This is an optimization exercise on Yosys and OpenROAD, whose aim is a short achievable clock period and few clock cycles, not a production implementation. The RTL was checked by simulation tests, not by an equivalence proof against the original design. Power and IR drop assume default switching activity.

Fig. 1: IR drop over the die
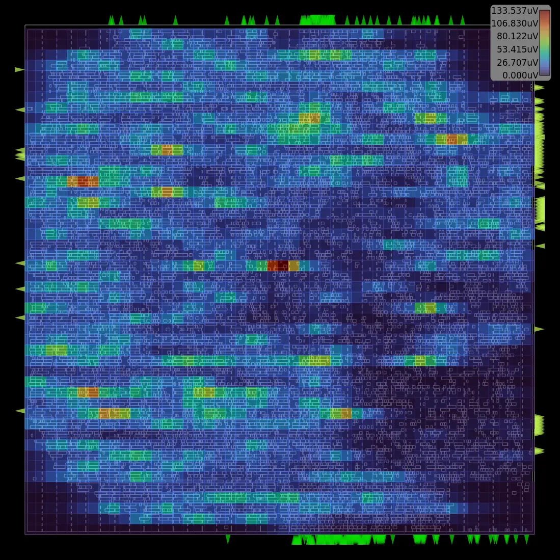
Fig. 2: cell classes on the final placement
Fill, decap, tap and diode cells in grey.
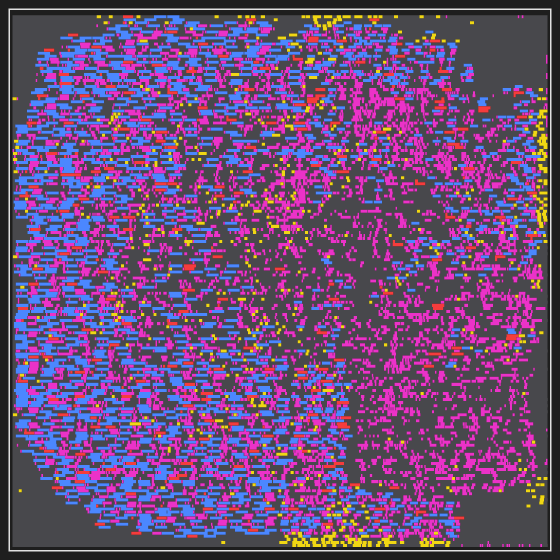
--- flow/config.mk ---
export PLATFORM = sky130hd
export DESIGN_NAME = Core
export DESIGN_NICKNAME = Core
export VERILOG_FILES = /design/flow/design.v
export SDC_FILE = /design/flow/constraint.sdc
export NUM_CORES = 4
export LEC_CHECK = 0
export CAP_MARGIN = 20
export CORE_MARGIN = 2
export CORE_UTILIZATION = 40
export SLEW_MARGIN = 20
--- flow/design.v ---
`timescale 1ns / 1ps
module PipelineDeliver #(
  parameter WIDTH = 1
) (
  input                     clk,
  input                     rst,
  input                     stall_current_stage,
  input                     stall_next_stage,
  input       [WIDTH - 1:0] in,
  output  reg [WIDTH - 1:0] out
);
  always @(posedge clk) begin
    if (rst) begin
      out <= 0;
    end
    else if (stall_current_stage && !stall_next_stage) begin
      out <= 0;
    end
    else if (!stall_current_stage) begin
      out <= in;
    end
  end
endmodule  
`timescale 1ns / 1ps
module PipelineController(
  input   request_from_id,
  input   stall_all,
  output  stall_pc,
  output  stall_if,
  output  stall_id,
  output  stall_ex,
  output  stall_mem,
  output  stall_wb
);
  reg[5:0] stall;
  assign {stall_wb, stall_mem, stall_ex,
          stall_id, stall_if, stall_pc} = stall;
  always @(*) begin
    if (stall_all) begin
      stall <= 6'b111111;
    end
    else if (request_from_id) begin
      stall <= 6'b000111;
    end
    else begin
      stall <= 6'b000000;
    end
  end
endmodule  
`timescale 1ns / 1ps
module RegFile(
  input                       clk,
  input                       rst,
  input                       read_en_1,
  input       [4:0] read_addr_1,
  output  reg [31:0]     read_data_1,
  input                       read_en_2,
  input       [4:0] read_addr_2,
  output  reg [31:0]     read_data_2,
  input                       write_en,
  input       [4:0] write_addr,
  input       [31:0]     write_data
);
  reg[31:0] registers[0:31];
  integer i;
  always @(posedge clk) begin
    if (rst) begin
      for (i = 0; i < 32; i = i + 1) begin
        registers[i] <= 0;
      end
    end
    else if (write_en && |write_addr) begin
      registers[write_addr] <= write_data;
    end
  end
  always @(*) begin
    if (rst) begin
      read_data_1 <= 0;
    end
    else if (read_addr_1 == write_addr && write_en && |write_addr && read_en_1) begin
      read_data_1 <= write_data;
    end
    else if (read_en_1) begin
      read_data_1 <= registers[read_addr_1];
    end
    else begin
      read_data_1 <= 0;
    end
  end
  always @(*) begin
    if (rst) begin
      read_data_2 <= 0;
    end
    else if (read_addr_2 == write_addr && write_en && |write_addr && read_en_2) begin
      read_data_2 <= write_data;
    end
    else if (read_en_2) begin
      read_data_2 <= registers[read_addr_2];
    end
    else begin
      read_data_2 <= 0;
    end
  end
endmodule  
`timescale 1ns / 1ps
module RegReadProxy(
  input                       read_en_1,
  input                       read_en_2,
  input       [4:0] read_addr_1,
  input       [4:0] read_addr_2,
  input       [31:0]     data_1_from_reg,
  input       [31:0]     data_2_from_reg,
  input                       ex_load_flag,
  input                       reg_write_en_from_ex,
  input       [4:0] reg_write_addr_from_ex,
  input       [31:0]     data_from_ex,
  input                       mem_load_flag,
  input                       reg_write_en_from_mem,
  input       [4:0] reg_write_addr_from_mem,
  input       [31:0]     data_from_mem,
  output                      load_related_1,
  output                      load_related_2,
  output  reg [31:0]     read_data_1,
  output  reg [31:0]     read_data_2
);
  assign load_related_1 =
      (ex_load_flag && read_en_1 && read_addr_1 == reg_write_addr_from_ex) ||
      (mem_load_flag && read_en_1 && read_addr_1 == reg_write_addr_from_mem);
  assign load_related_2 =
      (ex_load_flag && read_en_2 && read_addr_2 == reg_write_addr_from_ex) ||
      (mem_load_flag && read_en_2 && read_addr_2 == reg_write_addr_from_mem);
  always @(*) begin
    if (read_en_1) begin
      if (reg_write_en_from_ex && |reg_write_addr_from_ex &&
          read_addr_1 == reg_write_addr_from_ex) begin
        read_data_1 <= data_from_ex;
      end
      else if (reg_write_en_from_mem && |reg_write_addr_from_mem &&
          read_addr_1 == reg_write_addr_from_mem) begin
        read_data_1 <= data_from_mem;
      end
      else begin
        read_data_1 <= data_1_from_reg;
      end
    end
    else begin
      read_data_1 <= 0;
    end
  end
  always @(*) begin
    if (read_en_2) begin
      if (reg_write_en_from_ex && |reg_write_addr_from_ex &&
          read_addr_2 == reg_write_addr_from_ex) begin
        read_data_2 <= data_from_ex;
      end
      else if (reg_write_en_from_mem && |reg_write_addr_from_mem &&
          read_addr_2 == reg_write_addr_from_mem) begin
        read_data_2 <= data_from_mem;
      end
      else begin
        read_data_2 <= data_2_from_reg;
      end
    end
    else begin
      read_data_2 <= 0;
    end
  end
endmodule  
`timescale 1ns / 1ps
module PC(
  input                       clk,
  input                       rst,
  input                       stall_pc,
  input                       branch_flag,
  input       [31:0]     branch_addr,
  output  reg [31:0]     pc,
  output  reg                 rom_en,
  output      [3:0]  rom_write_en,
  output      [31:0]     rom_addr,
  output      [31:0]     rom_write_data
);
  reg[31:0] next_pc;
  assign rom_addr = next_pc;
  assign rom_write_en = 0;
  assign rom_write_data = 0;
  always @(*) begin
    if (!stall_pc) begin
      if (branch_flag) begin
        next_pc <= branch_addr;
      end
      else begin
        next_pc <= pc + 4;
      end
    end
    else begin
      next_pc <= pc;
    end
  end
  always @(posedge clk) begin
    rom_en <= !rst;
  end
  always @(posedge clk) begin
    if (!rom_en) begin
      pc <= 32'hbfc00000 - 4;
    end
    else if (!stall_pc) begin
      pc <= next_pc;
    end
  end
endmodule  
`timescale 1ns / 1ps
module IFID(
  input               clk,
  input               rst,
  input               stall_current_stage,
  input               stall_next_stage,
  input   [31:0] addr_in,
  input   [31:0] inst_in,
  output  [31:0] addr_out,
  output  [31:0] inst_out
);
  PipelineDeliver #(32) ff_addr(
    clk, rst,
    stall_current_stage, stall_next_stage,
    addr_in, addr_out
  );
  PipelineDeliver #(32) ff_inst(
    clk, rst,
    stall_current_stage, stall_next_stage,
    inst_in, inst_out
  );
endmodule  
`timescale 1ns / 1ps
module RegGen(
  input       [5:0]  op,
  input       [4:0] rs,
  input       [4:0] rt,
  input       [4:0] rd,
  output  reg                 reg_read_en_1,
  output  reg                 reg_read_en_2,
  output  reg [4:0] reg_addr_1,
  output  reg [4:0] reg_addr_2,
  output  reg                 reg_write_en,
  output  reg [4:0] reg_write_addr
);
  always @(*) begin
    case (op)
      6'b001001,
      6'b100000, 6'b100011, 6'b100100: begin
        reg_read_en_1 <= 1;
        reg_read_en_2 <= 0;
        reg_addr_1 <= rs;
        reg_addr_2 <= 0;
      end
      6'b000100, 6'b000101,
      6'b101000, 6'b101011,
      6'b000000: begin
        reg_read_en_1 <= 1;
        reg_read_en_2 <= 1;
        reg_addr_1 <= rs;
        reg_addr_2 <= rt;
      end
      default: begin   
        reg_read_en_1 <= 0;
        reg_read_en_2 <= 0;
        reg_addr_1 <= 0;
        reg_addr_2 <= 0;
      end
    endcase
  end
  always @(*) begin
    case (op)
      6'b001001, 6'b001111: begin
        reg_write_en <= 1;
        reg_write_addr <= rt;
      end
      6'b000000: begin
        reg_write_en <= 1;
        reg_write_addr <= rd;
      end
      6'b000011: begin
        reg_write_en <= 1;
        reg_write_addr <= 31;    
      end
      6'b100000, 6'b100100, 6'b100011: begin
        reg_write_en <= 1;
        reg_write_addr <= rt;
      end
      default: begin
        reg_write_en <= 0;
        reg_write_addr <= 0;
      end
    endcase
  end
endmodule  
`timescale 1ns / 1ps
module FunctGen(
  input       [5:0]  op,
  input       [5:0]    funct_in,
  output  reg [5:0]    funct
);
  always @(*) begin
    case (op)
      6'b000000: funct <= funct_in;
      6'b001111: funct <= 6'b100101;
      6'b100000, 6'b100100, 6'b100011,
      6'b101000, 6'b101011, 6'b001001: funct <= 6'b100001;
      6'b000011: funct <= 6'b100101;
      default: funct <= 6'b111111;
    endcase
  end
endmodule  
`timescale 1ns / 1ps
module BranchGen(
  input       [31:0]     addr,
  input       [31:0]     inst,
  input       [5:0]  op,
  input       [5:0]    funct,
  input       [31:0]     reg_data_1,
  input       [31:0]     reg_data_2,
  output  reg                 branch_flag,
  output  reg [31:0]     branch_addr
);
  wire[31:0] addr_plus_4 = addr + 4;
  wire[25:0] jump_addr = inst[25:0];
  wire[31:0] sign_ext_imm_sll2 = {{14{inst[15]}}, inst[15:0], 2'b00};
  always @(*) begin
    case (op)
      6'b000011: begin
        branch_flag <= 1;
        branch_addr <= {addr_plus_4[31:28], jump_addr, 2'b00};
      end
      6'b000000: begin
        if (funct == 6'b001001) begin
          branch_flag <= 1;
          branch_addr <= reg_data_1;
        end
        else begin
          branch_flag <= 0;
          branch_addr <= 0;
        end
      end
      6'b000100: begin
        if (reg_data_1 == reg_data_2) begin
          branch_flag <= 1;
          branch_addr <= addr_plus_4 + sign_ext_imm_sll2;
        end
        else begin
          branch_flag <= 0;
          branch_addr <= 0;
        end
      end
      6'b000101: begin
        if (reg_data_1 != reg_data_2) begin
          branch_flag <= 1;
          branch_addr <= addr_plus_4 + sign_ext_imm_sll2;
        end
        else begin
          branch_flag <= 0;
          branch_addr <= 0;
        end
      end
      default: begin
        branch_flag <= 0;
        branch_addr <= 0;
      end
    endcase
  end
endmodule  
`timescale 1ns / 1ps
module MemGen(
  input       [5:0]  op,
  input       [31:0]     reg_data_2,
  output  reg                 mem_read_flag,
  output  reg                 mem_write_flag,
  output  reg                 mem_sign_ext_flag,
  output  reg [3:0]  mem_sel,
  output  reg [31:0]     mem_write_data
);
  always @(*) begin
    case (op)
      6'b101000, 6'b101011: mem_write_flag <= 1;
      default: mem_write_flag <= 0;
    endcase
  end
  always @(*) begin
    case (op)
      6'b100000, 6'b100100, 6'b100011: mem_read_flag <= 1;
      default: mem_read_flag <= 0;
    endcase
  end
  always @(*) begin
    case (op)
      6'b100000, 6'b100011: mem_sign_ext_flag <= 1;
      default: mem_sign_ext_flag <= 0;
    endcase
  end
  always @(*) begin
    case (op)
      6'b100000, 6'b100100, 6'b101000: mem_sel <= 4'b0001;
      6'b100011, 6'b101011: mem_sel <= 4'b1111;
      default: mem_sel <= 4'b0000;
    endcase
  end
  always @(*) begin
    case (op)
      6'b101000, 6'b101011: mem_write_data <= reg_data_2;
      default: mem_write_data <= 0;
    endcase
  end
endmodule  
`timescale 1ns / 1ps
module OperandGen(
  input       [31:0]       addr,
  input       [5:0]    op,
  input       [5:0]      funct,
  input       [15:0]  imm,
  input       [31:0]       reg_data_1,
  input       [31:0]       reg_data_2,
  output  reg [31:0]       operand_1,
  output  reg [31:0]       operand_2
);
  wire[31:0] link_addr = addr + 8;
  wire[31:0] zero_ext_imm_hi = {imm, 16'b0};
  wire[31:0] sign_ext_imm = {{16{imm[15]}}, imm};
  always @(*) begin
    case (op)
      6'b001001, 6'b001111,
      6'b100000, 6'b100011, 6'b100100, 6'b101000, 6'b101011: begin
        operand_1 <= reg_data_1;
      end
      6'b000000: begin
        operand_1 <= funct == 6'b001001 ? link_addr : reg_data_1;
      end
      6'b000011: begin
        operand_1 <= link_addr;
      end
      default: begin
        operand_1 <= 0;
      end
    endcase
  end
  always @(*) begin
    case (op)
      6'b001111: begin
        operand_2 <= zero_ext_imm_hi;
      end
      6'b001001,
      6'b100000, 6'b100011, 6'b100100, 6'b101000, 6'b101011: begin
        operand_2 <= sign_ext_imm;
      end
      6'b000000: begin
        operand_2 <= reg_data_2;
      end
      default: begin
        operand_2 <= 0;
      end
    endcase
  end
endmodule  
`timescale 1ns / 1ps
module ID(
  input   [31:0]     addr,
  input   [31:0]     inst,
  input                   load_related_1,
  input                   load_related_2,
  output                  reg_read_en_1,
  output  [4:0] reg_addr_1,
  input   [31:0]     reg_data_1,
  output                  reg_read_en_2,
  output  [4:0] reg_addr_2,
  input   [31:0]     reg_data_2,
  output                  stall_request,
  output                  branch_flag,
  output  [31:0]     branch_addr,
  output  [5:0]    funct,
  output  [4:0]    shamt,
  output  [31:0]     operand_1,
  output  [31:0]     operand_2,
  output                  mem_read_flag,
  output                  mem_write_flag,
  output                  mem_sign_ext_flag,
  output  [3:0]  mem_sel,
  output  [31:0]     mem_write_data,
  output                  reg_write_en,
  output  [4:0] reg_write_addr,
  output  [31:0]     current_pc_addr
);
  wire[5:0]    inst_op     = inst[31:26];
  wire[4:0]   inst_rs     = inst[25:21];
  wire[4:0]   inst_rt     = inst[20:16];
  wire[4:0]   inst_rd     = inst[15:11];
  wire[4:0]      inst_shamt  = inst[10:6];
  wire[5:0]      inst_funct  = inst[5:0];
  wire[15:0]  inst_imm    = inst[15:0];
  assign shamt = inst_shamt;
  assign stall_request = load_related_1 || load_related_2;
  assign current_pc_addr = addr;
  RegGen reg_gen(
    .op             (inst_op),
    .rs             (inst_rs),
    .rt             (inst_rt),
    .rd             (inst_rd),
    .reg_read_en_1  (reg_read_en_1),
    .reg_read_en_2  (reg_read_en_2),
    .reg_addr_1     (reg_addr_1),
    .reg_addr_2     (reg_addr_2),
    .reg_write_en   (reg_write_en),
    .reg_write_addr (reg_write_addr)
  );
  FunctGen funct_gen(
    .op       (inst_op),
    .funct_in (inst_funct),
    .funct    (funct)
  );
  OperandGen operand_gen(
    .addr       (addr),
    .op         (inst_op),
    .funct      (inst_funct),
    .imm        (inst_imm),
    .reg_data_1 (reg_data_1),
    .reg_data_2 (reg_data_2),
    .operand_1  (operand_1),
    .operand_2  (operand_2)
  );
  BranchGen branch_gen(
    .addr         (addr),
    .inst         (inst),
    .op           (inst_op),
    .funct        (inst_funct),
    .reg_data_1   (reg_data_1),
    .reg_data_2   (reg_data_2),
    .branch_flag  (branch_flag),
    .branch_addr  (branch_addr)
  );
  MemGen mem_gen(
    .op                 (inst_op),
    .reg_data_2         (reg_data_2),
    .mem_read_flag      (mem_read_flag),
    .mem_write_flag     (mem_write_flag),
    .mem_sign_ext_flag  (mem_sign_ext_flag),
    .mem_sel            (mem_sel),
    .mem_write_data     (mem_write_data)
  );
endmodule  
`timescale 1ns / 1ps
module IDEX(
  input                   clk,
  input                   rst,
  input                   stall_current_stage,
  input                   stall_next_stage,
  input   [5:0]    funct_in,
  input   [4:0]    shamt_in,
  input   [31:0]     operand_1_in,
  input   [31:0]     operand_2_in,
  input                   mem_read_flag_in,
  input                   mem_write_flag_in,
  input                   mem_sign_ext_flag_in,
  input   [3:0]  mem_sel_in,
  input   [31:0]     mem_write_data_in,
  input                   reg_write_en_in,
  input   [4:0] reg_write_addr_in,
  input   [31:0]     current_pc_addr_in,
  output  [5:0]    funct_out,
  output  [4:0]    shamt_out,
  output  [31:0]     operand_1_out,
  output  [31:0]     operand_2_out,
  output                  mem_read_flag_out,
  output                  mem_write_flag_out,
  output                  mem_sign_ext_flag_out,
  output  [3:0]  mem_sel_out,
  output  [31:0]     mem_write_data_out,
  output                  reg_write_en_out,
  output  [4:0] reg_write_addr_out,
  output  [31:0]     current_pc_addr_out
);
  PipelineDeliver #(6) ff_funct(
    clk, rst,
    stall_current_stage, stall_next_stage,
    funct_in, funct_out
  );
  PipelineDeliver #(5) ff_shamt(
    clk, rst,
    stall_current_stage, stall_next_stage,
    shamt_in, shamt_out
  );
  PipelineDeliver #(32) ff_operand_1(
    clk, rst,
    stall_current_stage, stall_next_stage,
    operand_1_in, operand_1_out
  );
  PipelineDeliver #(32) ff_operand_2(
    clk, rst,
    stall_current_stage, stall_next_stage,
    operand_2_in, operand_2_out
  );
  PipelineDeliver #(1) ff_mem_read_flag(
    clk, rst,
    stall_current_stage, stall_next_stage,
    mem_read_flag_in, mem_read_flag_out
  );
  PipelineDeliver #(1) ff_mem_write_flag(
    clk, rst,
    stall_current_stage, stall_next_stage,
    mem_write_flag_in, mem_write_flag_out
  );
  PipelineDeliver #(1) ff_mem_sign_ext_flag(
    clk, rst,
    stall_current_stage, stall_next_stage,
    mem_sign_ext_flag_in, mem_sign_ext_flag_out
  );
  PipelineDeliver #(4) ff_mem_sel(
    clk, rst,
    stall_current_stage, stall_next_stage,
    mem_sel_in, mem_sel_out
  );
  PipelineDeliver #(32) ff_mem_write_data(
    clk, rst,
    stall_current_stage, stall_next_stage,
    mem_write_data_in, mem_write_data_out
  );
  PipelineDeliver #(1) ff_reg_write_en(
    clk, rst,
    stall_current_stage, stall_next_stage,
    reg_write_en_in, reg_write_en_out
  );
  PipelineDeliver #(5) ff_reg_write_addr(
    clk, rst,
    stall_current_stage, stall_next_stage,
    reg_write_addr_in, reg_write_addr_out
  );
  PipelineDeliver #(32) ff_current_pc_addr(
    clk, rst,
    stall_current_stage, stall_next_stage,
    current_pc_addr_in, current_pc_addr_out
  );
endmodule  
`timescale 1ns / 1ps
module EX(
  input       [5:0]    funct,
  input       [4:0]    shamt,
  input       [31:0]     operand_1,
  input       [31:0]     operand_2,
  input                       mem_read_flag_in,
  input                       mem_write_flag_in,
  input                       mem_sign_ext_flag_in,
  input       [3:0]  mem_sel_in,
  input       [31:0]     mem_write_data_in,
  input                       reg_write_en_in,
  input       [4:0] reg_write_addr_in,
  input       [31:0]     current_pc_addr_in,
  output                      ex_load_flag,
  output                      mem_read_flag_out,
  output                      mem_write_flag_out,
  output                      mem_sign_ext_flag_out,
  output      [3:0]  mem_sel_out,
  output      [31:0]     mem_write_data_out,
  output  reg [31:0]     result,
  output                      reg_write_en_out,
  output      [4:0] reg_write_addr_out,
  output      [31:0]     current_pc_addr_out
);
  assign ex_load_flag = mem_read_flag_in;
  assign mem_read_flag_out = mem_read_flag_in;
  assign mem_write_flag_out = mem_write_flag_in;
  assign mem_sign_ext_flag_out = mem_sign_ext_flag_in;
  assign mem_sel_out = mem_sel_in;
  assign mem_write_data_out = mem_write_data_in;
  assign reg_write_en_out = reg_write_en_in && !mem_write_flag_in;
  assign reg_write_addr_out = reg_write_addr_in;
  assign current_pc_addr_out = current_pc_addr_in;
  wire[31:0] operand_2_mux =
      (funct == 6'b100011 || funct == 6'b101010)
        ? (~operand_2) + 1 : operand_2;
  wire[31:0] result_sum = operand_1 + operand_2_mux;
  wire operand_1_lt_operand_2 = funct == 6'b101010 ?
        ((operand_1[31] && !operand_2[31]) ||
          (!operand_1[31] && !operand_2[31] && result_sum[31]) ||
          (operand_1[31] && operand_2[31] && result_sum[31]))
      : (operand_1 < operand_2);
  always @(*) begin
    case (funct)
      6'b001001, 6'b100101: result <= operand_1 | operand_2;
      6'b100100: result <= operand_1 & operand_2;
      6'b100110: result <= operand_1 ^ operand_2;
      6'b101010, 6'b101011: result <= {31'b0, operand_1_lt_operand_2};
      6'b100001, 6'b100011: result <= result_sum;
      6'b000000: result <= operand_2 << shamt;
      6'b000100: result <= operand_2 << operand_1[4:0];
      6'b000110: result <= operand_2 >> operand_1[4:0];
      6'b000111: result <= ({32{operand_2[31]}} << (6'd32 - {1'b0, operand_1[4:0]})) | operand_2 >> operand_1[4:0];
      default: result <= 0;
    endcase
  end
endmodule  
`timescale 1ns / 1ps
module EXMEM(
  input                   clk,
  input                   rst,
  input                   stall_current_stage,
  input                   stall_next_stage,
  input                   mem_read_flag_in,
  input                   mem_write_flag_in,
  input                   mem_sign_ext_flag_in,
  input   [3:0]  mem_sel_in,
  input   [31:0]     mem_write_data_in,
  input   [31:0]     result_in,
  input                   reg_write_en_in,
  input   [4:0] reg_write_addr_in,
  input   [31:0]     current_pc_addr_in,
  output                  mem_read_flag_out,
  output                  mem_write_flag_out,
  output                  mem_sign_ext_flag_out,
  output  [3:0]  mem_sel_out,
  output  [31:0]     mem_write_data_out,
  output  [31:0]     result_out,
  output                  reg_write_en_out,
  output  [4:0] reg_write_addr_out,
  output  [31:0]     current_pc_addr_out
);
  PipelineDeliver #(1) ff_mem_read_flag(
    clk, rst,
    stall_current_stage, stall_next_stage,
    mem_read_flag_in, mem_read_flag_out
  );
  PipelineDeliver #(1) ff_mem_write_flag(
    clk, rst,
    stall_current_stage, stall_next_stage,
    mem_write_flag_in, mem_write_flag_out
  );
  PipelineDeliver #(1) ff_mem_sign_ext_flag(
    clk, rst,
    stall_current_stage, stall_next_stage,
    mem_sign_ext_flag_in, mem_sign_ext_flag_out
  );
  PipelineDeliver #(4) ff_mem_sel(
    clk, rst,
    stall_current_stage, stall_next_stage,
    mem_sel_in, mem_sel_out
  );
  PipelineDeliver #(32) ff_mem_write_data(
    clk, rst,
    stall_current_stage, stall_next_stage,
    mem_write_data_in, mem_write_data_out
  );
  PipelineDeliver #(32) ff_result(
    clk, rst,
    stall_current_stage, stall_next_stage,
    result_in, result_out
  );
  PipelineDeliver #(1) ff_reg_write_en(
    clk, rst,
    stall_current_stage, stall_next_stage,
    reg_write_en_in, reg_write_en_out
  );
  PipelineDeliver #(5) ff_reg_write_addr(
    clk, rst,
    stall_current_stage, stall_next_stage,
    reg_write_addr_in, reg_write_addr_out
  );
  PipelineDeliver #(32) ff_current_pc_addr(
    clk, rst,
    stall_current_stage, stall_next_stage,
    current_pc_addr_in, current_pc_addr_out
  );
endmodule  
`timescale 1ns / 1ps
module MEM(
  input                       mem_read_flag_in,
  input                       mem_write_flag_in,
  input                       mem_sign_ext_flag_in,
  input       [3:0]  mem_sel_in,
  input       [31:0]     mem_write_data,
  input       [31:0]     result_in,
  input                       reg_write_en_in,
  input       [4:0] reg_write_addr_in,
  input       [31:0]     current_pc_addr_in,
  output                      ram_en,
  output      [3:0]  ram_write_en,
  output      [31:0]     ram_addr,
  output  reg [31:0]     ram_write_data,
  output                      mem_load_flag,
  output                      mem_read_flag_out,
  output                      mem_write_flag_out,
  output                      mem_sign_ext_flag_out,
  output      [3:0]  mem_sel_out,
  output      [31:0]     result_out,
  output                      reg_write_en_out,
  output      [4:0] reg_write_addr_out,
  output      [31:0]     current_pc_addr_out
);
  reg[3:0] ram_write_sel;
  assign mem_load_flag = mem_read_flag_in;
  assign mem_read_flag_out = mem_read_flag_in;
  assign mem_write_flag_out = mem_write_flag_in;
  assign mem_sign_ext_flag_out = mem_sign_ext_flag_in;
  assign mem_sel_out = mem_sel_in;
  assign result_out = result_in;
  assign reg_write_en_out = reg_write_en_in;
  assign reg_write_addr_out = reg_write_addr_in;
  assign current_pc_addr_out = current_pc_addr_in;
  wire[31:0] address = result_in;
  assign ram_en = mem_write_flag_in || mem_read_flag_in;
  assign ram_write_en = mem_write_flag_in ? ram_write_sel : 0;
  assign ram_addr = mem_write_flag_in || mem_read_flag_in
      ? {address[31:2], 2'b00} : 0;
  always @(*) begin
    if (mem_write_flag_in) begin
      if (mem_sel_in == 4'b0001) begin    
        case (address[1:0])
          2'b00: ram_write_sel <= 4'b0001;
          2'b01: ram_write_sel <= 4'b0010;
          2'b10: ram_write_sel <= 4'b0100;
          2'b11: ram_write_sel <= 4'b1000;
          default: ram_write_sel <= 4'b0000;
        endcase
      end
      else if (mem_sel_in == 4'b1111) begin    
        case (address[1:0])
          2'b00: ram_write_sel <= 4'b1111;
          default: ram_write_sel <= 4'b0000;
        endcase
      end
      else begin
        ram_write_sel <= 4'b0000;
      end
    end
    else begin
      ram_write_sel <= 4'b0000;
    end
  end
  always @(*) begin
    if (mem_write_flag_in) begin
      if (mem_sel_in == 4'b0001) begin
        case (address[1:0])
          2'b00: ram_write_data <= mem_write_data;
          2'b01: ram_write_data <= mem_write_data << 8;
          2'b10: ram_write_data <= mem_write_data << 16;
          2'b11: ram_write_data <= mem_write_data << 24;
        endcase
      end
      else if (mem_sel_in == 4'b1111) begin
        case (address[1:0])
          2'b00: ram_write_data <= mem_write_data;
          default: ram_write_data <= 0;
        endcase
      end
      else begin
        ram_write_data <= 0;
      end
    end
    else begin
      ram_write_data <= 0;
    end
  end
endmodule  
`timescale 1ns / 1ps
module MEMWB(
  input                   clk,
  input                   rst,
  input                   stall_current_stage,
  input                   stall_next_stage,
  input   [31:0]     ram_read_data_in,
  input                   mem_read_flag_in,
  input                   mem_write_flag_in,
  input                   mem_sign_ext_flag_in,
  input   [3:0]  mem_sel_in,
  input   [31:0]     result_in,
  input                   reg_write_en_in,
  input   [4:0] reg_write_addr_in,
  input   [31:0]     current_pc_addr_in,
  output  [31:0]     ram_read_data_out,
  output                  mem_read_flag_out,
  output                  mem_write_flag_out,
  output                  mem_sign_ext_flag_out,
  output  [3:0]  mem_sel_out,
  output  [31:0]     result_out,
  output                  reg_write_en_out,
  output  [4:0] reg_write_addr_out,
  output  [31:0]     current_pc_addr_out
);
  PipelineDeliver #(32) ff_ram_read_data(
    clk, rst,
    stall_current_stage, stall_next_stage,
    ram_read_data_in, ram_read_data_out
  );
  PipelineDeliver #(1) ff_mem_read_flag(
    clk, rst,
    stall_current_stage, stall_next_stage,
    mem_read_flag_in, mem_read_flag_out
  );
  PipelineDeliver #(1) ff_mem_write_flag(
    clk, rst,
    stall_current_stage, stall_next_stage,
    mem_write_flag_in, mem_write_flag_out
  );
  PipelineDeliver #(1) ff_mem_sign_ext_flag(
    clk, rst,
    stall_current_stage, stall_next_stage,
    mem_sign_ext_flag_in, mem_sign_ext_flag_out
  );
  PipelineDeliver #(4) ff_mem_sel(
    clk, rst,
    stall_current_stage, stall_next_stage,
    mem_sel_in, mem_sel_out
  );
  PipelineDeliver #(32) ff_result(
    clk, rst,
    stall_current_stage, stall_next_stage,
    result_in, result_out
  );
  PipelineDeliver #(1) ff_reg_write_en(
    clk, rst,
    stall_current_stage, stall_next_stage,
    reg_write_en_in, reg_write_en_out
  );
  PipelineDeliver #(5) ff_reg_write_addr(
    clk, rst,
    stall_current_stage, stall_next_stage,
    reg_write_addr_in, reg_write_addr_out
  );
  PipelineDeliver #(32) ff_current_pc_addr(
    clk, rst,
    stall_current_stage, stall_next_stage,
    current_pc_addr_in, current_pc_addr_out
  );
endmodule  
`timescale 1ns / 1ps
module WB(
  input       [31:0]     ram_read_data,
  input                       mem_read_flag,
  input                       mem_write_flag,
  input                       mem_sign_ext_flag,
  input       [3:0]  mem_sel,
  input       [31:0]     result_in,
  input                       reg_write_en_in,
  input       [4:0] reg_write_addr_in,
  input       [31:0]     current_pc_addr_in,
  output  reg [31:0]     result_out,
  output                      reg_write_en_out,
  output      [4:0] reg_write_addr_out,
  output                      debug_reg_write_en,
  output      [31:0]     debug_pc_addr_out
);
  assign reg_write_en_out = reg_write_en_in;
  assign reg_write_addr_out = reg_write_addr_in;
  assign debug_reg_write_en = reg_write_en_out;
  assign debug_pc_addr_out = current_pc_addr_in;
  wire[31:0] address = result_in;
  always @(*) begin
    if (mem_read_flag) begin
      if (mem_sel == 4'b0001) begin
        case(address[1:0])
          2'b00: result_out <= mem_sign_ext_flag ? {{24{ram_read_data[7]}}, ram_read_data[7:0]} : {24'b0, ram_read_data[7:0]};
          2'b01: result_out <= mem_sign_ext_flag ? {{24{ram_read_data[15]}}, ram_read_data[15:8]} : {24'b0, ram_read_data[15:8]};
          2'b10: result_out <= mem_sign_ext_flag ? {{24{ram_read_data[23]}}, ram_read_data[23:16]} : {24'b0, ram_read_data[23:16]};
          2'b11: result_out <= mem_sign_ext_flag ? {{24{ram_read_data[31]}}, ram_read_data[31:24]} : {24'b0, ram_read_data[31:24]};
        endcase
      end
      else if (mem_sel == 4'b1111) begin
        case (address[1:0])
          2'b00: result_out <= ram_read_data;
          default: result_out <= 0;
        endcase
      end
      else begin
        result_out <= 0;
      end
    end
    else if (mem_write_flag) begin
      result_out <= 0;
    end
    else begin
      result_out <= result_in;
    end
  end
endmodule  
`timescale 1ns / 1ps
module Core(
  input                   clk,
  input                   rst,
  input                   stall,
  output                  rom_en,
  output  [3:0]  rom_write_en,
  output  [31:0]     rom_addr,
  input   [31:0]     rom_read_data,
  output  [31:0]     rom_write_data,
  output                  ram_en,
  output  [3:0]  ram_write_en,
  output  [31:0]     ram_addr,
  input   [31:0]     ram_read_data,
  output  [31:0]     ram_write_data,
  output                  debug_reg_write_en,
  output  [4:0] debug_reg_write_addr,
  output  [31:0]     debug_reg_write_data,
  output  [31:0]     debug_pc_addr
);
  wire stall_pc_conn, stall_if_conn, stall_id_conn,
       stall_ex_conn, stall_mem_conn, stall_wb_conn;
  wire pc_branch_flag;
  wire[31:0] pc_branch_addr, pc_pc, ifid_addr;
  wire[31:0] ifid_inst;
  PC pc_stage(
    .clk            (clk),
    .rst            (rst),
    .stall_pc       (stall_pc_conn),
    .branch_flag    (pc_branch_flag),
    .branch_addr    (pc_branch_addr),
    .pc             (pc_pc),
    .rom_en         (rom_en),
    .rom_write_en   (rom_write_en),
    .rom_addr       (rom_addr),
    .rom_write_data (rom_write_data)
  );
  IFID ifid(
    .clk                  (clk),
    .rst                  (rst),
    .stall_current_stage  (stall_if_conn),
    .stall_next_stage     (stall_id_conn),
    .addr_in              (pc_pc),
    .inst_in              (rom_read_data),
    .addr_out             (ifid_addr),
    .inst_out             (ifid_inst)
  );
  wire id_load_related_1, id_load_related_2;
  wire id_reg_read_en_1, id_reg_read_en_2;
  wire[4:0] id_reg_addr_1, id_reg_addr_2;
  wire[31:0] id_reg_data_1, id_reg_data_2;
  wire id_stall_request;
  wire[5:0] id_funct, idex_funct;
  wire[4:0] id_shamt, idex_shamt;
  wire[31:0] id_operand_1, id_operand_2;
  wire[31:0] idex_operand_1, idex_operand_2;
  wire id_mem_read_flag, id_mem_write_flag, id_mem_sign_ext_flag;
  wire idex_mem_read_flag, idex_mem_write_flag, idex_mem_sign_ext_flag;
  wire[3:0] id_mem_sel, idex_mem_sel;
  wire[31:0] id_mem_write_data, idex_mem_write_data;
  wire id_reg_write_en, idex_reg_write_en;
  wire[4:0] id_reg_write_addr, idex_reg_write_addr;
  wire[31:0] id_current_pc_addr, idex_current_pc_addr;
  ID id_stage(
    .addr               (ifid_addr),
    .inst               (ifid_inst),
    .load_related_1     (id_load_related_1),
    .load_related_2     (id_load_related_2),
    .reg_read_en_1      (id_reg_read_en_1),
    .reg_addr_1         (id_reg_addr_1),
    .reg_data_1         (id_reg_data_1),
    .reg_read_en_2      (id_reg_read_en_2),
    .reg_addr_2         (id_reg_addr_2),
    .reg_data_2         (id_reg_data_2),
    .stall_request      (id_stall_request),
    .branch_flag        (pc_branch_flag),
    .branch_addr        (pc_branch_addr),
    .funct              (id_funct),
    .shamt              (id_shamt),
    .operand_1          (id_operand_1),
    .operand_2          (id_operand_2),
    .mem_read_flag      (id_mem_read_flag),
    .mem_write_flag     (id_mem_write_flag),
    .mem_sign_ext_flag  (id_mem_sign_ext_flag),
    .mem_sel            (id_mem_sel),
    .mem_write_data     (id_mem_write_data),
    .reg_write_en       (id_reg_write_en),
    .reg_write_addr     (id_reg_write_addr),
    .current_pc_addr    (id_current_pc_addr)
  );
  IDEX idex(
    .clk                    (clk),
    .rst                    (rst),
    .stall_current_stage    (stall_id_conn),
    .stall_next_stage       (stall_ex_conn),
    .funct_in               (id_funct),
    .shamt_in               (id_shamt),
    .operand_1_in           (id_operand_1),
    .operand_2_in           (id_operand_2),
    .mem_read_flag_in       (id_mem_read_flag),
    .mem_write_flag_in      (id_mem_write_flag),
    .mem_sign_ext_flag_in   (id_mem_sign_ext_flag),
    .mem_sel_in             (id_mem_sel),
    .mem_write_data_in      (id_mem_write_data),
    .reg_write_en_in        (id_reg_write_en),
    .reg_write_addr_in      (id_reg_write_addr),
    .current_pc_addr_in     (id_current_pc_addr),
    .funct_out              (idex_funct),
    .shamt_out              (idex_shamt),
    .operand_1_out          (idex_operand_1),
    .operand_2_out          (idex_operand_2),
    .mem_read_flag_out      (idex_mem_read_flag),
    .mem_write_flag_out     (idex_mem_write_flag),
    .mem_sign_ext_flag_out  (idex_mem_sign_ext_flag),
    .mem_sel_out            (idex_mem_sel),
    .mem_write_data_out     (idex_mem_write_data),
    .reg_write_en_out       (idex_reg_write_en),
    .reg_write_addr_out     (idex_reg_write_addr),
    .current_pc_addr_out    (idex_current_pc_addr)
  );
  wire ex_ex_load_flag;
  wire ex_mem_read_flag, ex_mem_write_flag, ex_mem_sign_ext_flag;
  wire exmem_mem_read_flag, exmem_mem_write_flag, exmem_mem_sign_ext_flag;
  wire[3:0] ex_mem_sel, exmem_mem_sel;
  wire[31:0] ex_mem_write_data, ex_result;
  wire[31:0] exmem_mem_write_data, exmem_result;
  wire ex_reg_write_en, exmem_reg_write_en;
  wire[4:0] ex_reg_write_addr, exmem_reg_write_addr;
  wire[31:0] ex_current_pc_addr, exmem_current_pc_addr;
  EX ex_stage(
    .funct                  (idex_funct),
    .shamt                  (idex_shamt),
    .operand_1              (idex_operand_1),
    .operand_2              (idex_operand_2),
    .mem_read_flag_in       (idex_mem_read_flag),
    .mem_write_flag_in      (idex_mem_write_flag),
    .mem_sign_ext_flag_in   (idex_mem_sign_ext_flag),
    .mem_sel_in             (idex_mem_sel),
    .mem_write_data_in      (idex_mem_write_data),
    .reg_write_en_in        (idex_reg_write_en),
    .reg_write_addr_in      (idex_reg_write_addr),
    .current_pc_addr_in     (idex_current_pc_addr),
    .ex_load_flag           (ex_ex_load_flag),
    .mem_read_flag_out      (ex_mem_read_flag),
    .mem_write_flag_out     (ex_mem_write_flag),
    .mem_sign_ext_flag_out  (ex_mem_sign_ext_flag),
    .mem_sel_out            (ex_mem_sel),
    .mem_write_data_out     (ex_mem_write_data),
    .result                 (ex_result),
    .reg_write_en_out       (ex_reg_write_en),
    .reg_write_addr_out     (ex_reg_write_addr),
    .current_pc_addr_out    (ex_current_pc_addr)
  );
  EXMEM exmem(
    .clk                    (clk),
    .rst                    (rst),
    .stall_current_stage    (stall_ex_conn),
    .stall_next_stage       (stall_mem_conn),
    .mem_read_flag_in       (ex_mem_read_flag),
    .mem_write_flag_in      (ex_mem_write_flag),
    .mem_sign_ext_flag_in   (ex_mem_sign_ext_flag),
    .mem_sel_in             (ex_mem_sel),
    .mem_write_data_in      (ex_mem_write_data),
    .result_in              (ex_result),
    .reg_write_en_in        (ex_reg_write_en),
    .reg_write_addr_in      (ex_reg_write_addr),
    .current_pc_addr_in     (ex_current_pc_addr),
    .mem_read_flag_out      (exmem_mem_read_flag),
    .mem_write_flag_out     (exmem_mem_write_flag),
    .mem_sign_ext_flag_out  (exmem_mem_sign_ext_flag),
    .mem_sel_out            (exmem_mem_sel),
    .mem_write_data_out     (exmem_mem_write_data),
    .result_out             (exmem_result),
    .reg_write_en_out       (exmem_reg_write_en),
    .reg_write_addr_out     (exmem_reg_write_addr),
    .current_pc_addr_out    (exmem_current_pc_addr)
  );
  wire mem_mem_load_flag;
  wire mem_mem_read_flag, mem_mem_write_flag, mem_mem_sign_ext_flag;
  wire memwb_mem_read_flag, memwb_mem_write_flag, memwb_mem_sign_ext_flag;
  wire[3:0] mem_mem_sel, memwb_mem_sel;
  wire[31:0] mem_result, memwb_result, memwb_ram_read_data;
  wire mem_reg_write_en, memwb_reg_write_en;
  wire[4:0] mem_reg_write_addr, memwb_reg_write_addr;
  wire[31:0] mem_current_pc_addr, memwb_current_pc_addr;
  MEM mem_stage(
    .mem_read_flag_in       (exmem_mem_read_flag),
    .mem_write_flag_in      (exmem_mem_write_flag),
    .mem_sign_ext_flag_in   (exmem_mem_sign_ext_flag),
    .mem_sel_in             (exmem_mem_sel),
    .mem_write_data         (exmem_mem_write_data),
    .result_in              (exmem_result),
    .reg_write_en_in        (exmem_reg_write_en),
    .reg_write_addr_in      (exmem_reg_write_addr),
    .current_pc_addr_in     (exmem_current_pc_addr),
    .ram_en                 (ram_en),
    .ram_write_en           (ram_write_en),
    .ram_addr               (ram_addr),
    .ram_write_data         (ram_write_data),
    .mem_load_flag          (mem_mem_load_flag),
    .mem_read_flag_out      (mem_mem_read_flag),
    .mem_write_flag_out     (mem_mem_write_flag),
    .mem_sign_ext_flag_out  (mem_mem_sign_ext_flag),
    .mem_sel_out            (mem_mem_sel),
    .result_out             (mem_result),
    .reg_write_en_out       (mem_reg_write_en),
    .reg_write_addr_out     (mem_reg_write_addr),
    .current_pc_addr_out    (mem_current_pc_addr)
  );
  MEMWB memwb(
    .clk                    (clk),
    .rst                    (rst),
    .stall_current_stage    (stall_mem_conn),
    .stall_next_stage       (stall_wb_conn),
    .ram_read_data_in       (ram_read_data),
    .mem_read_flag_in       (mem_mem_read_flag),
    .mem_write_flag_in      (mem_mem_write_flag),
    .mem_sign_ext_flag_in   (mem_mem_sign_ext_flag),
    .mem_sel_in             (mem_mem_sel),
    .result_in              (mem_result),
    .reg_write_en_in        (mem_reg_write_en),
    .reg_write_addr_in      (mem_reg_write_addr),
    .current_pc_addr_in     (mem_current_pc_addr),
    .ram_read_data_out      (memwb_ram_read_data),
    .mem_read_flag_out      (memwb_mem_read_flag),
    .mem_write_flag_out     (memwb_mem_write_flag),
    .mem_sign_ext_flag_out  (memwb_mem_sign_ext_flag),
    .mem_sel_out            (memwb_mem_sel),
    .result_out             (memwb_result),
    .reg_write_en_out       (memwb_reg_write_en),
    .reg_write_addr_out     (memwb_reg_write_addr),
    .current_pc_addr_out    (memwb_current_pc_addr)
  );
  wire[31:0] wb_result;
  wire wb_reg_write_en;
  wire[4:0] wb_reg_write_addr;
  assign debug_reg_write_addr = wb_reg_write_addr;
  assign debug_reg_write_data = wb_result;
  WB wb_stage(
    .ram_read_data      (memwb_ram_read_data),
    .mem_read_flag      (memwb_mem_read_flag),
    .mem_write_flag     (memwb_mem_write_flag),
    .mem_sign_ext_flag  (memwb_mem_sign_ext_flag),
    .mem_sel            (memwb_mem_sel),
    .result_in          (memwb_result),
    .reg_write_en_in    (memwb_reg_write_en),
    .reg_write_addr_in  (memwb_reg_write_addr),
    .current_pc_addr_in (memwb_current_pc_addr),
    .result_out         (wb_result),
    .reg_write_en_out   (wb_reg_write_en),
    .reg_write_addr_out (wb_reg_write_addr),
    .debug_reg_write_en (debug_reg_write_en),
    .debug_pc_addr_out  (debug_pc_addr)
  );
  wire[31:0] regfile_read_data_1, regfile_read_data_2;
  RegFile regfile(
    .clk          (clk),
    .rst          (rst),
    .read_en_1    (id_reg_read_en_1),
    .read_addr_1  (id_reg_addr_1),
    .read_data_1  (regfile_read_data_1),
    .read_en_2    (id_reg_read_en_2),
    .read_addr_2  (id_reg_addr_2),
    .read_data_2  (regfile_read_data_2),
    .write_en     (wb_reg_write_en),
    .write_addr   (wb_reg_write_addr),
    .write_data   (wb_result)
  );
  RegReadProxy reg_read_proxy(
    .read_en_1                (id_reg_read_en_1),
    .read_en_2                (id_reg_read_en_2),
    .read_addr_1              (id_reg_addr_1),
    .read_addr_2              (id_reg_addr_2),
    .data_1_from_reg          (regfile_read_data_1),
    .data_2_from_reg          (regfile_read_data_2),
    .ex_load_flag             (ex_ex_load_flag),
    .reg_write_en_from_ex     (ex_reg_write_en),
    .reg_write_addr_from_ex   (ex_reg_write_addr),
    .data_from_ex             (ex_result),
    .mem_load_flag            (mem_mem_load_flag),
    .reg_write_en_from_mem    (mem_reg_write_en),
    .reg_write_addr_from_mem  (mem_reg_write_addr),
    .data_from_mem            (mem_result),
    .load_related_1           (id_load_related_1),
    .load_related_2           (id_load_related_2),
    .read_data_1              (id_reg_data_1),
    .read_data_2              (id_reg_data_2)
  );
  PipelineController pipeline_controller(
    .request_from_id  (id_stall_request),
    .stall_all        (stall),
    .stall_pc         (stall_pc_conn),
    .stall_if         (stall_if_conn),
    .stall_id         (stall_id_conn),
    .stall_ex         (stall_ex_conn),
    .stall_mem        (stall_mem_conn),
    .stall_wb         (stall_wb_conn)
  );
endmodule  
--- flow/constraint.sdc ---
create_clock -name core_clock -period 13.5 [get_ports {clk}]
set_input_delay 2.7000 -clock core_clock [delete_from_list [all_inputs] [get_ports {clk}]]
set_output_delay 2.7000 -clock core_clock [all_outputs]
set_load 0.01 [all_outputs]
--- flow/run.sh ---
#!/bin/bash
# synth_recipe.tcl (not shown) runs the flow's synth.tcl, then flattens the netlist and writes it again
# the make line also repeats each setting of config.mk as NAME=value (left out here)
make -C /OpenROAD-flow-scripts/flow DESIGN_CONFIG=/design/flow/config.mk WORK_HOME=/design/flow/orfs CLKGATE_MAP_FILE= SYNTH_SCRIPT=/design/flow/synth_recipe.tcl finish
==> metrics.yaml <==
status:
  status: "timing/DRC/antenna clean"
critical_path:
  required_ns: 10.80
  crit_fanout: 25
  cp-start-kind: "flop"
  cp-end-kind: "output port"
timing:
  period_needed_ns: 13.15
  setup_violations: 0
  fin_crit_sh: 0.974
  whs_ns: 0.456
  rsz0062_at_grt: "no"
  slew_headroom: 0.0725
  finalClockSkew_ns: 0.0743
  tightestPinTransition_ns: 1.38
  hold_viol: 0
logic_synthesis:
  async_flop_share: 0
  ys_seq_elements: 1485
  synth_ff_type: "edfxtp_1"
  ys_seq_area_frac: 0.435
  avgSynthCellArea_um2: 9.65
  synth_cells: 9523
  yosysWarnings: 17
  synth_edf_count: 1024
  syn_area_um2: 91900
  synth.distinct_cells: 139
floorplanning:
  initial_core_util: 0.403
  core.rowCount: 175
  dieArea_um2: 234000
  fp.coreArea_um2: 228000
  fp.dieH_um: 483
placed_design:
  hpwlAfterDp_um: 357000
  placed_cell_area_um2: 97900
  portBuffers: 236
  finalWeightedCongestion: 1.11
route:
  wl_per_cell_um: 40.4
  viasPerCell: 6.92
  vias: 87500
  drcViolationCount: 0
  first_pass_iters: 9
  drt_iter0_markers: 14600
  finalWirelength_um: 511000
  antenna_left: 0
grt:
  grt_max_degree: 131
  grt_overflow: 0
  grt_pass1_wl_um: 690000
  use_met1: 0.502
  use_met3: 0.152
  grt_pass1_vias: 80300
clock_tree:
  cts_root_buffer: "clkbuf_16"
  cts_sinks: 1485
  cts.clk_slew.worst_paths_ns: 0.06
  ctsHtreeMaxLevel: 4
  postCtsSetupBuffers: 0
  cts.path.max_buffers: 3
  cts_hold_buf: 0
  cts_tree: "built"
  cts_resized: 0
  clock_latency_ns: 0.91
pwr:
  combinationalPowerShare: 0.207
  power.density_nw_per_um2: 122
  sequentialPowerShare: 0.410
  peakVddDrop_mv: 0.122
finish:
  area_growth_syn_to_layout_pct: 13.1
  fin_util: 0.456
  fin_area_um2: 104000
  drive_gt1_frac: 0.138
  nets: 9693
hold_path:
  min_path_type: "flop to flop"
flow_run:
  drv_cap: 0
Testbench counts, summed over its fixed seeds: cycles 73,023.
-- Fig. 1 (at the start) --
P_int: 0.00853 W
P_sw: 0.00421 W

-- Fig. 2 (at the start) --
legend:
  yellow:
    class: other buffers and delay cells
    cells: 657
  magenta:
    class: combinational and other logic
    cells: 7,146
  blue:
    class: flops
    cells: 1,485
  red:
    class: clock drivers and dummy loads
    cells: 319

## final timing paths
path	startpoint	endpoint	slack, ns	depth (start not counted)
max	ifid.ff_inst.out[31]	rom_addr[24]	0.35	17
min	idex.ff_current_pc_addr.out[1]	idex.ff_current_pc_addr.out[1]	0.46	2
max reg2reg	ifid.ff_inst.out[31]	pc_stage.pc[25]	4.39	16
min reg2reg	idex.ff_current_pc_addr.out[1]	idex.ff_current_pc_addr.out[1]	0.46	2
## power groups by stage
stage | sequential (W) | combinational (W) | clock (W)
after floorplan | 0.00520 | 0.00139 | 0
after global routing | 0.00523 | 0.00263 | 0.00506
final | 0.00522 | 0.00263 | 0.00488
after global placement | 0.00530 | 0.00246 | 0
after detailed placement | 0.00531 | 0.00246 | 0
after CTS | 0.00521 | 0.00247 | 0.00488
## cell usage in the layout, fill, tap and decap left out, drive strengths merged, types with 139 or more instances in the layout
master / Yosys / final
buf: 351 / 421
o21ai: 333 / 333
nand3: 143 / 143
nand2: 694 / 694
a22oi: 139 / 139
mux2i: 473 / 473
nor2: 1797 / 1797
edfxtp: 1024 / 1024
a211oi: 142 / 142
o211ai: 154 / 154
inv: 187 / 194
ha: 161 / 161
mux4: 293 / 293
a21oi: 624 / 624
clkdlybuf4s50: 0 / 234
clkbuf: 606 / 220
dfxtp: 461 / 461
nor3: 180 / 180
## synthesized netlist by cell type (113+ instances only)
cell / n / area [um^2]
a211oi_1: 139 / 1040
a21oi_1: 618 / 3090
a22oi_1: 138 / 1040
buf_2: 171 / 856
clkbuf_1: 603 / 2260
dfxtp_1: 461 / 9230
edfxtp_1: 1024 / 30700
ha_1: 161 / 2010
inv_1: 185 / 694
mux2i_1: 473 / 4730
mux4_2: 293 / 6600
nand2_1: 693 / 2600
nand3_1: 143 / 716
nor2_1: 1794 / 6730
nor3_1: 172 / 861
o211ai_1: 145 / 1090
o21ai_0: 299 / 1500
o22ai_1: 125 / 782
xnor2_1: 113 / 990
## registers in the layout (all words and copies together) (netlist names), 6 cells and up
signal / cells
ifid.ff_inst.out: 32
idex.ff_current_pc_addr.out: 32
idex.ff_mem_write_data.out: 32
idex.ff_operand_1.out: 32
idex.ff_funct.out: 6
idex.ff_operand_2.out: 32
ifid.ff_addr.out: 32
regfile.registers: 1024
exmem.ff_result.out: 32
memwb.ff_result.out: 32
exmem.ff_current_pc_addr.out: 32
pc_stage.pc: 32
memwb.ff_ram_read_data.out: 32
exmem.ff_mem_write_data.out: 32
memwb.ff_current_pc_addr.out: 32
## routing by layer
| metal | wire length [um] | vias up |
|---|---|---|
| li1 | - | 35200 |
| met1 | 179000 | 43400 |
| met2 | 215000 | 6965 |
| met3 | 64300 | 1875 |
| met4 | 51300 | 50 |
| met5 | 577 | - |
## logic make-up (layout without fill, tap and decap cells)
| group | after synthesis | count (layout) | synth area share |
|---|---|---|---|
| flip-flops | 1485 | 1485 | 0.435 |
| multiplexers | 870 | 870 | 0.136 |
| buffers and inverters | 1157 | 1172 | 0.0548 |
| AO/OA/AOI/OAI | 2358 | 2358 | 0.177 |
| XOR/XNOR | 168 | 168 | 0.0162 |
| other | 1 | 102 | 0.0000408 |
| AND/OR/NAND/NOR | 3321 | 3321 | 0.158 |
| adder cells (fa/ha/maj) | 163 | 163 | 0.0224 |
## cell type report
type | instances | area, um^2
fillers | 21500 | 124000
multi-input cells | 6950 | 47700
flip-flops and latches | 1485 | 40000
repair buffers | 657 | 5850
clock buffers | 218 | 4680
well taps | 3009 | 3760
clock inverters | 101 | 1130
inverters | 196 | 736
diodes | 32 | 80.1
## critical path: stages (launching register included)
cell and delay (ns):
dfxtp_1 0.78, nand2b_1 0.31, nor3_4 0.73, buf_4 0.40, o211a_1 0.85, nor2_1 0.44
and3_1 0.59, o31ai_1 1.08, a22oi_1 0.40, nor4b_1 0.42, a22oi_1 0.11, a211oi_1 0.41
or4b_4 0.55, o31ai_4 0.46, nand2_2 0.52, and3_1 0.35, nor4_1 0.49, clkdlybuf4s50_1 0.64
## per-stage QoR
stage	instances	setup WS (ns)	power, W
2_1_floorplan	9592	4.50	0.00659
3_3_place_gp	12300	1.73	0.00776
3_5_place_dp	12300	1.77	0.00777
4_1_cts	12600	0.844	0.0126
5_1_grt	12600	0.302	0.0129
6_report	12600	0.352	0.0127

static timing again, ports no longer ideal:
In the flow no input, the clock included, has a driving cell. The finished layout below was timed again as built, in two steps.
Step 1: set_driving_cell puts a clkbuf_16 on clk and a buf_2 on each other input, an assumption about the parent block.
Step 2 adds t to the input delays and takes it off the output delays; t is the mean of the earliest and latest rising clock arrival at the registers after step 1. Input paths then give back, and output paths get back, about the clock's delay inside the block.
a / b / c = ideal / step 1 / step 2; a / b = the first two.
shift t [ns]: 0.967
setup slack, ns: 0.352 / 0.260 / 1.226
clock arrival spread, ns: 0.079 / 0.079
worst register clock-pin slew, ns: 0.07 / 0.07
worst slew at a driven data input, ns: 0.07
After both steps setup and hold are still met in this run. The setup slack of this run moves by -0.092 ns with the drivers and by +0.874 ns with both steps.
